Source: an optimization exercise on an open RTL-to-GDS flow (aim: small area, a short achievable clock period and few clock cycles per item). Production flows keep margins and buffers that such runs may drop.
In this exercise RTL edits were held to simulation tests only and were not proved equivalent to the original.
The series may have gaps, and a smaller design here may also do less where the tests do not look.

File: config.mk
export PLATFORM = sky130hd
export DESIGN_NAME = dnn_layer
export DESIGN_NICKNAME = dnn_layer
export VERILOG_FILES = /design/flow/design.v
export SDC_FILE = /design/flow/constraint.sdc
export NUM_CORES = 4
export LEC_CHECK = 0
export CAP_MARGIN = 20
export CORE_MARGIN = 2
export CORE_UTILIZATION = 40
export SLEW_MARGIN = 20
File: constraint.sdc
create_clock -name core_clock -period 60.0 [get_ports {clk}]
set_input_delay 12.0000 -clock core_clock [delete_from_list [all_inputs] [get_ports {clk}]]
set_output_delay 12.0000 -clock core_clock [all_outputs]
set_load 0.01 [all_outputs]
File: design.v
module muler(a,b,c,clk);
input signed[18:0] a;
input signed[18:0] b;        
output signed[18:0] c;       
input clk;
wire x;
assign x =b[0];
reg signed[18:0] c1;
reg signed[18:0] a1;
always @(*) begin
a1 = (a<<<1) / 2;
if(x) begin
   c1 = ((a * b[17:1])<<<1) + a1;
   end
else 
   c1 = a * b[17:0];
end
assign c = c1;
endmodule
module adder(a,b,c,d,clk,g);
input clk;        
input signed[18:0] a,b,c,d;      
output signed[18:0] g;          
wire signed[18:0]e,f;
assign e = a+b;
assign f = c+d;
assign g= e+f;
endmodule
module divider(a,b,c,clk);
input clk;        
input signed[18:0] a,b;      
output signed[18:0] c;
wire signed[18:0] d,e;
assign d = (b == 19'sd0) ? 19'sd0 : (a<<<1) / b;
assign e = d + 1'b1;
assign c = e>>>1;
endmodule
module grade(a,b,c,d,wa1,wb1,wc1,wd1,wa2,wb2,wc2,wd2,wa3,wb3,wc3,wd3,wa4,wb4,wc4,wd4,g1,g2,g3,g4,clk);   
input clk;
input signed[18:0] a,b,c,d;
input signed[18:0] wa1,wb1,wc1,wd1,wa2,wb2,wc2,wd2,wa3,wb3,wc3,wd3,wa4,wb4,wc4,wd4;
output signed[18:0] g1,g2,g3,g4;
wire signed[18:0] sum1,sum2,sum3,sum4;
wire signed[18:0] y11,y12,y13,y14,y21,y22,y23,y24,y31,y32,y33,y34,y41,y42,y43,y44;
wire signed[18:0] a1,a2,a3,a4;
adder sumt1(.a(wa1),.b(wb1),.c(wc1),.d(wd1),.clk(clk),.g(sum1));
adder sumt2(.a(wa2),.b(wb2),.c(wc2),.d(wd2),.clk(clk),.g(sum2));
adder sumt3(.a(wa3),.b(wb3),.c(wc3),.d(wd3),.clk(clk),.g(sum3));
adder sumt4(.a(wa4),.b(wb4),.c(wc4),.d(wd4),.clk(clk),.g(sum4));
muler  m11(.clk(clk),.a(a),.b(wa1),.c(y11));
muler  m12(.clk(clk),.a(b),.b(wb1),.c(y12));
muler  m13(.clk(clk),.a(c),.b(wc1),.c(y13));
muler  m14(.clk(clk),.a(d),.b(wd1),.c(y14));
adder ad1(.a(y11),.b(y12),.c(y13),.d(y14),.clk(clk),.g(a1));
divider di1(.a(a1),.b(sum1),.c(g1),.clk(clk));
muler  m21(.clk(clk),.a(a),.b(wa2),.c(y21));
muler  m22(.clk(clk),.a(b),.b(wb2),.c(y22));
muler  m23(.clk(clk),.a(c),.b(wc2),.c(y23));
muler  m24(.clk(clk),.a(d),.b(wd2),.c(y24));
adder ad2(.a(y21),.b(y22),.c(y23),.d(y24),.clk(clk),.g(a2));
divider di2(.a(a2),.b(sum2),.c(g2),.clk(clk));
muler  m31(.clk(clk),.a(a),.b(wa3),.c(y31));
muler  m32(.clk(clk),.a(b),.b(wb3),.c(y32));
muler  m33(.clk(clk),.a(c),.b(wc3),.c(y33));
muler  m34(.clk(clk),.a(d),.b(wd3),.c(y34));
adder ad3(.a(y31),.b(y32),.c(y33),.d(y34),.clk(clk),.g(a3));
divider di3(.a(a3),.b(sum3),.c(g3),.clk(clk));
muler  m41(.clk(clk),.a(a),.b(wa4),.c(y41));
muler  m42(.clk(clk),.a(b),.b(wb4),.c(y42));
muler  m43(.clk(clk),.a(c),.b(wc4),.c(y43));
muler  m44(.clk(clk),.a(d),.b(wd4),.c(y44));
adder ad4(.a(y41),.b(y42),.c(y43),.d(y44),.clk(clk),.g(a4));
divider di4(.a(a4),.b(sum4),.c(g4),.clk(clk));
endmodule
module dnn_layer(
    input              clk,
    input              rst,
    input              in_valid,
    output             in_ready,
    input      [75:0]  x,
    input      [303:0] w,
    output reg         out_valid,
    output reg [75:0]  y
);
reg         v1;
reg [75:0]  xr;
reg [303:0] wr;
wire signed [18:0] g1, g2, g3, g4;
assign in_ready = 1'b1;
grade core(
    .a(xr[18:0]), .b(xr[37:19]), .c(xr[56:38]), .d(xr[75:57]),
    .wa1(wr[ 18:  0]), .wb1(wr[ 37: 19]), .wc1(wr[ 56: 38]), .wd1(wr[ 75: 57]),
    .wa2(wr[ 94: 76]), .wb2(wr[113: 95]), .wc2(wr[132:114]), .wd2(wr[151:133]),
    .wa3(wr[170:152]), .wb3(wr[189:171]), .wc3(wr[208:190]), .wd3(wr[227:209]),
    .wa4(wr[246:228]), .wb4(wr[265:247]), .wc4(wr[284:266]), .wd4(wr[303:285]),
    .g1(g1), .g2(g2), .g3(g3), .g4(g4), .clk(clk));
always @(posedge clk) begin
    if (rst) begin
        v1        <= 1'b0;
        out_valid <= 1'b0;
    end else begin
        v1        <= in_valid;
        out_valid <= v1;
    end
    if (in_valid) begin
        xr <= x;
        wr <= w;
    end
    if (v1)
        y <= {g4, g3, g2, g1};
end
endmodule
File: run.sh
#!/bin/bash
# synth_recipe.tcl (not shown) runs the flow's synth.tcl, then flattens the netlist and writes it again
# the make line also repeats each setting of config.mk as NAME=value (left out here)
make -C /OpenROAD-flow-scripts/flow DESIGN_CONFIG=/design/flow/config.mk WORK_HOME=/design/flow/orfs CLKGATE_MAP_FILE= SYNTH_SCRIPT=/design/flow/synth_recipe.tcl finish
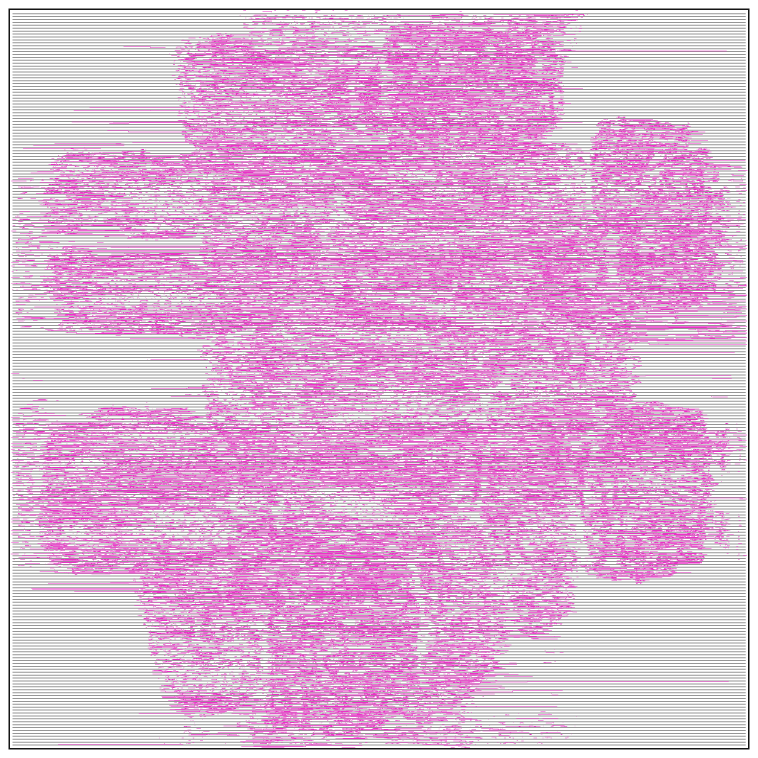
Fig. 1. The metal 1 layer (run 1).
Supply wires on this layer in gray.
26821 nets have wire on it. The wires run mostly horizontal. The layer holds 43% of the routed length. The longest straight run is 188 um. The layer carries 269 mm of wire.
total wirelength of the detailed-routed design: 628000 um
via count of the routed design: 155000

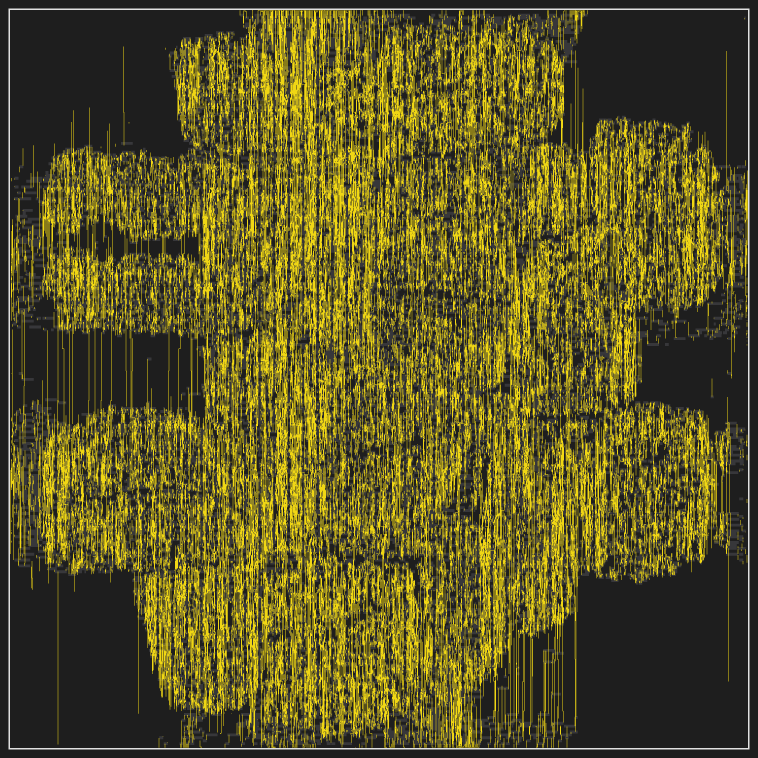
Fig. 2. The metal 2 layer (run 1).
Cells faint in the background.
The layer holds 44% of the routed length. The layer carries 274 mm of wire. The longest straight run is 162 um. 23714 nets have wire on it.
met2 routing resource usage after global routing: 41.3%

==> metrics.json, run 1 <==
{
  "synthesized_area_fraction_occupied_by_xor_and_xnor_cells": {"value": 8.13, "unit": "%"},
  "largest_registers": {"value": "wr: 304 flops, xr: 72 flops, y: 72 flops"},
  "cts_hold_buf": {"value": 0},
  "fp.dieH": {"value": 689, "unit": "um"},
  "netlist_top_cells_count": {"value": "4495 x sky130_fd_sc_hd__inv_1, 2712 x sky130_fd_sc_hd__fa_1, 2517 x sky130_fd_sc_hd__nand2_1"},
  "area_fraction_in_compound_gates_after_synthesis": {"value": 12.0, "unit": "%"},
  "n_diodes": {"value": 52},
  "outcome": {"value": "no timing/DRC/antenna violations"},
  "gr-usage-met1": {"value": 35.9, "unit": "%"},
  "finalWeightedCongestion": {"value": 0.978},
  "post-dp-hpwl": {"value": 513000, "unit": "um"},
  "detailedRoute.firstIterationViolations": {"value": 11100},
  "yosysTopAreaCell": {"value": "sky130_fd_sc_hd__fa_1"},
  "max-clock-path-buffers": {"value": 4},
  "r2r_start": {"value": "xr[2]"},
  "maximum_fanout_encountered_on_the_critical_timing_path": {"value": 49},
  "worstHoldPathType": {"value": "flop to flop"},
  "worst_path_max_delay_cell": {"value": "sky130_fd_sc_hd__or4b_2"},
  "final.signal_buffer_count": {"value": 1064},
  "crit_cells": {"value": 271},
  "fin_crit": {"value": 56160, "unit": "ps"},
  "area_growth_syn_to_layout": {"value": 9.55, "unit": "%"},
  "grt_pass1_vias": {"value": 155000},
  "yosys_most_used_dff": {"value": "sky130_fd_sc_hd__edfxtp_1"},
  "cts-htree-levels": {"value": 3},
  "antenna_found_initial": {"value": 54},
  "worstSetupStartpoint": {"value": "xr[2]"},
  "numCtsBuffers": {"value": 71},
  "layout.nets": {"value": 28300},
  "detail_route.drc_violations": {"value": 0},
  "postSynthRegisterBits": {"value": 450},
  "met2_length": {"value": 274000, "unit": "um"},
  "number_of_cell_rows": {"value": 251},
  "post_synth_mux_area_share": {"value": 1.89, "unit": "%"},
  "worst_slew_margin_rel": {"value": 14.6, "unit": "%"},
  "fin_skew": {"value": 94.4, "unit": "ps"},
  "floorplan.die_area": {"value": 475000, "unit": "sq um"},
  "wl_met1": {"value": 269000, "unit": "um"},
  "largest_reg_by_ff_count": {"value": "wr"},
  "postCtsSetupRepairBufs": {"value": 0},
  "hold_start": {"value": "v1"},
  "synth-warning-count": {"value": 2},
  "synthCells": {"value": 22300},
  "multi_input_gates": {"value": 16700},
  "buffer_area_share": {"value": 4.76, "unit": "%"},
  "dpl_cell_area": {"value": 202000, "unit": "sq um"},
  "met3_usage": {"value": 4.43, "unit": "%"},
  "final.fill_count": {"value": 46400},
  "startpoint_type_of_the_worst_setup_path": {"value": "flop"},
  "met3_length": {"value": 50800, "unit": "um"},
  "timing.hold.ws": {"value": 760, "unit": "ps"},
  "max_cap_viol_count": {"value": 0},
  "drt-vias-per-instance": {"value": 5.33},
  "synth_top_family_by_area": {"value": "adder cells"},
  "setup_tns": {"value": 0, "unit": "ps"},
  "synth_enable_flop_cells": {"value": 448},
  "largest_register_ff_count": {"value": 304},
  "synth_area_per_cell": {"value": 8.40, "unit": "sq um"},
  "worstReg2RegEnd": {"value": "y[12]"}
}
Testbench counts for the RTL of run 1, summed over its fixed seeds: cycles 2,064, items 2,048.
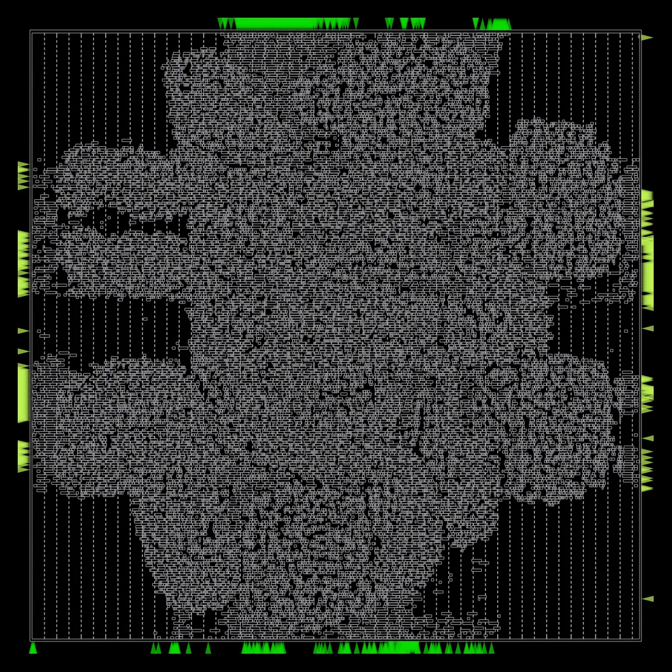
Fig. 3. Placement view (run 1).
share of cell area taken by flip-flops and latches: 6.57%
number of non-filler instances in the completed layout: 29000
Layout Utilization: 44.0%
core outline area: 467000 sq um

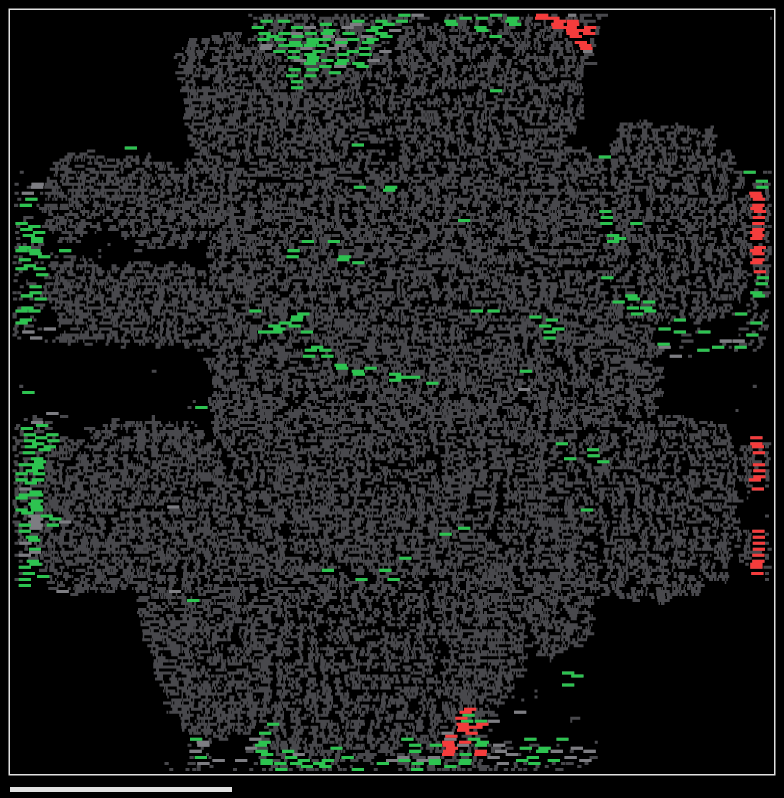
Fig. 4. Where the registers sit (run 1).
Scale bar: 200 um. Other sequential cells in the stronger gray, the rest of the logic in the fainter gray.
wr: shown in green, flops 304, where spread over the die. y: shown in red, flops 72.
Seq. cell area: 13500 sq um

## Run 2: large edit since run 1, in outline
design.v: 112 -> 6615 lines; modules unchanged: 0
  fa_cell: new, 4 lines
  dnn_layer: edited, 38 -> 6611 lines
  removed: muler, adder, divider, grade
==> module fa_cell as of run 2 <==
module fa_cell(input a, input b, input c, output s, output co);
assign s = a ^ b ^ c;
assign co = (a & b) | (c & (a ^ b));
endmodule
--- a/config.mk
+++ b/config.mk
@@ -10,2 +10,4 @@
 export CORE_UTILIZATION = 40
 export SLEW_MARGIN = 20
+export SYNTH_HIERARCHICAL = 1
+export SYNTH_MINIMUM_KEEP_SIZE = 0
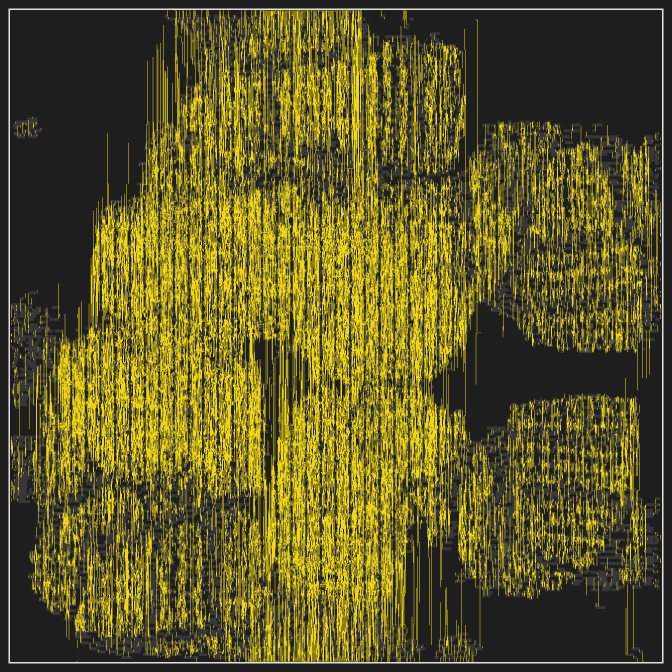
Fig. 5. The metal 2 layer (run 2).
Cells faint in the background.
The wires run mostly vertical. The layer carries 226 mm of wire. The layer holds 42% of the routed length. 15840 nets have wire on it.
via count of the routed design: 114000
met2 routing resource usage after global routing: 43.5%
total wirelength of the detailed-routed design: 531000 um

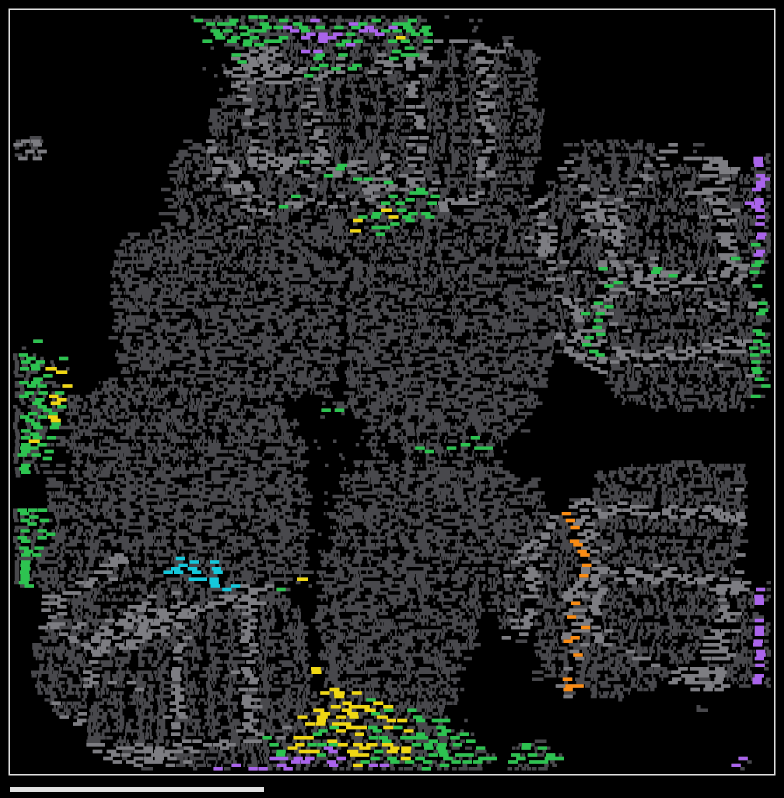
Fig. 6. Where the registers sit (run 2).
Scale bar: 200 um. Other sequential cells in the stronger gray, the rest of the logic in the fainter gray.
wr: shown in green, flops 304, where spread over the die. n2r: shown in cyan, flops 18, where lower left. Rr1_1: shown in orange, flops 19, where lower right. xr: shown in yellow, flops 72. yr: shown in purple, flops 76, where spread over the die.
Another 983 sequential cells are not colored.
Layout Utilization: 45.0%
Seq. cell area: 29600 sq um
share of cell area taken by flip-flops and latches: 18.5%

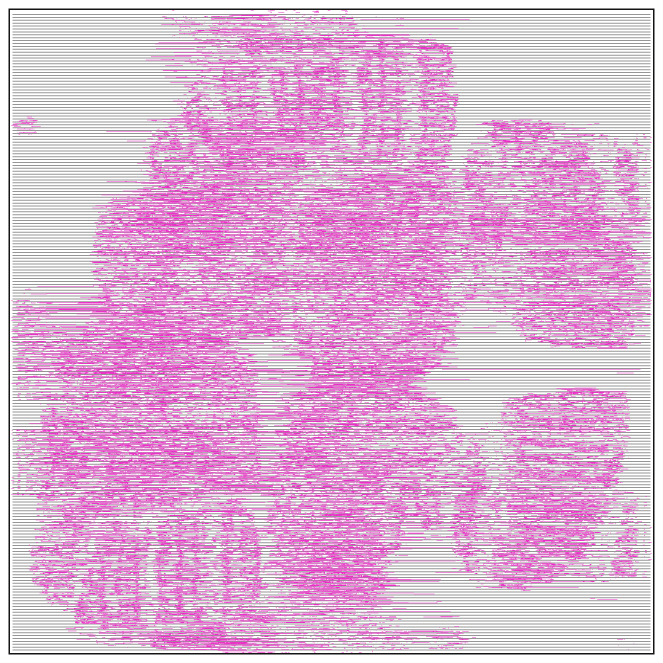
Fig. 7. The metal 1 layer (run 2).
Supply wires on this layer in gray.
The layer carries 196 mm of wire. 17081 nets have wire on it. The longest straight run is 186 um. The layer holds 37% of the routed length. The wires run mostly horizontal.
global-route track usage on met1: 34.7%

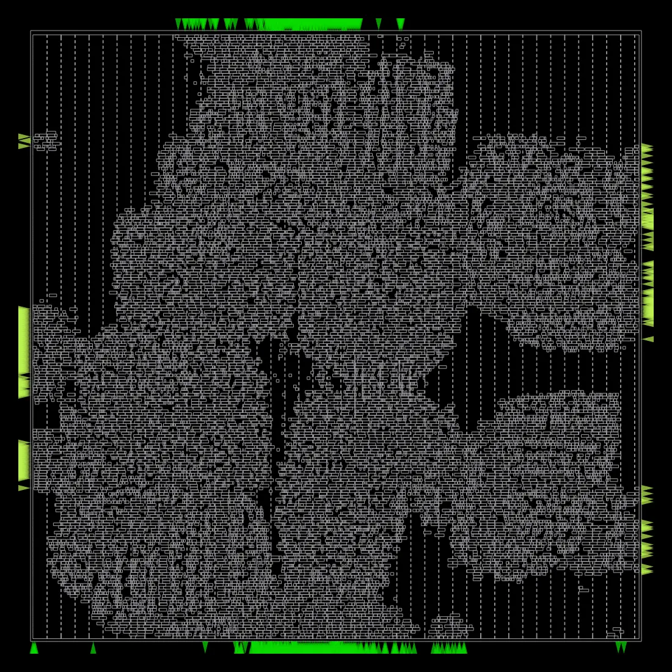
Fig. 8. Placement view (run 2).
number of flip-flops and latches: 1472
Layout fillers: 33900
core outline area: 356000 sq um
number of non-filler instances in the completed layout: 20000

==> metrics.json, run 2 <==
{
  "maximum_fanout_encountered_on_the_critical_timing_path": {"value": 1},
  "synthesized_area_fraction_occupied_by_xor_and_xnor_cells": {"value": 8.05, "unit": "%"},
  "hold_start": {"value": "Rr2_1[1]"},
  "finalWeightedCongestion": {"value": 0.968},
  "yosysTopAreaCell": {"value": "sky130_fd_sc_hd__fa_1"},
  "synth_top_family_by_area": {"value": "adder cells"},
  "cts-htree-levels": {"value": 4},
  "largest_reg_by_ff_count": {"value": "wr"},
  "setup_tns": {"value": 0, "unit": "ps"},
  "met3_usage": {"value": 10.3, "unit": "%"},
  "drt-vias-per-instance": {"value": 5.71},
  "fin_skew": {"value": 90.9, "unit": "ps"},
  "postSynthRegisterBits": {"value": 1472},
  "synth_area_per_cell": {"value": 9.79, "unit": "sq um"},
  "postCtsSetupRepairBufs": {"value": 0},
  "detailedRoute.firstIterationViolations": {"value": 11300},
  "numCtsBuffers": {"value": 171},
  "dpl_cell_area": {"value": 154000, "unit": "sq um"},
  "grt_pass1_vias": {"value": 115000},
  "final.signal_buffer_count": {"value": 770},
  "r2r_start": {"value": "xr[19]"},
  "detail_route.drc_violations": {"value": 0},
  "buffer_area_share": {"value": 4.32, "unit": "%"},
  "worstSetupStartpoint": {"value": "yr[51]"},
  "yosys_most_used_dff": {"value": "sky130_fd_sc_hd__dfxtp_1"},
  "worstReg2RegEnd": {"value": "n3r[17]"},
  "netlist_top_cells_count": {"value": "3178 x sky130_fd_sc_hd__nand2_1, 2392 x sky130_fd_sc_hd__fa_1, 1472 x sky130_fd_sc_hd__dfxtp_1"},
  "synth-warning-count": {"value": 7},
  "timing.hold.ws": {"value": 293, "unit": "ps"},
  "n_diodes": {"value": 107},
  "met3_length": {"value": 66100, "unit": "um"},
  "max-clock-path-buffers": {"value": 4},
  "synth_enable_flop_cells": {"value": 0},
  "wl_met1": {"value": 196000, "unit": "um"},
  "startpoint_type_of_the_worst_setup_path": {"value": "flop"},
  "multi_input_gates": {"value": 11900},
  "outcome": {"value": "no timing/DRC/antenna violations"},
  "fp.dieH": {"value": 603, "unit": "um"},
  "largest_register_ff_count": {"value": 304},
  "layout.nets": {"value": 18600},
  "largest_registers": {"value": "wr: 304 flops, yr: 76 flops, xr: 72 flops"},
  "worst_slew_margin_rel": {"value": 5.38, "unit": "%"},
  "post-dp-hpwl": {"value": 386000, "unit": "um"},
  "worst_path_max_delay_cell": {"value": "sky130_fd_sc_hd__clkdlybuf4s50_1"},
  "cts_hold_buf": {"value": 0},
  "antenna_found_initial": {"value": 78},
  "worstHoldPathType": {"value": "flop to flop"},
  "met2_length": {"value": 226000, "unit": "um"},
  "crit_cells": {"value": 1},
  "post_synth_mux_area_share": {"value": 3.48, "unit": "%"}
}
Testbench counts for the RTL of run 2, summed over its fixed seeds: cycles 2,112, items 2,048.

what the ideal ports hide:
The results above use ideal ports. As a check the final layouts listed here were re-extracted and re-timed, cells and wires unchanged.
Step 1 assumes that a clkbuf_16 drives the clock port and a buf_2 every other input.
Step 2 times the ports against the registers' clock, not the clock port: input delays grow and output delays shrink by t, the midpoint of the rising clock arrivals with the driver on.
a / b / c = ideal ports / drivers / drivers and shift; a / b = the first two.
run	shift t [ns]	setup slack, ns	hold WS [ns]	worst setup path after step 2	pins driven straight from the clock port
run 1	0.964	3.844 / 3.844 / 3.844	0.760 / 0.760 / 0.760	register to register	1
run 2	0.996	46.224 / 46.115 / 46.761	0.293 / 0.293 / 0.293	input to register	1
After both steps setup and hold are still met in every run listed.
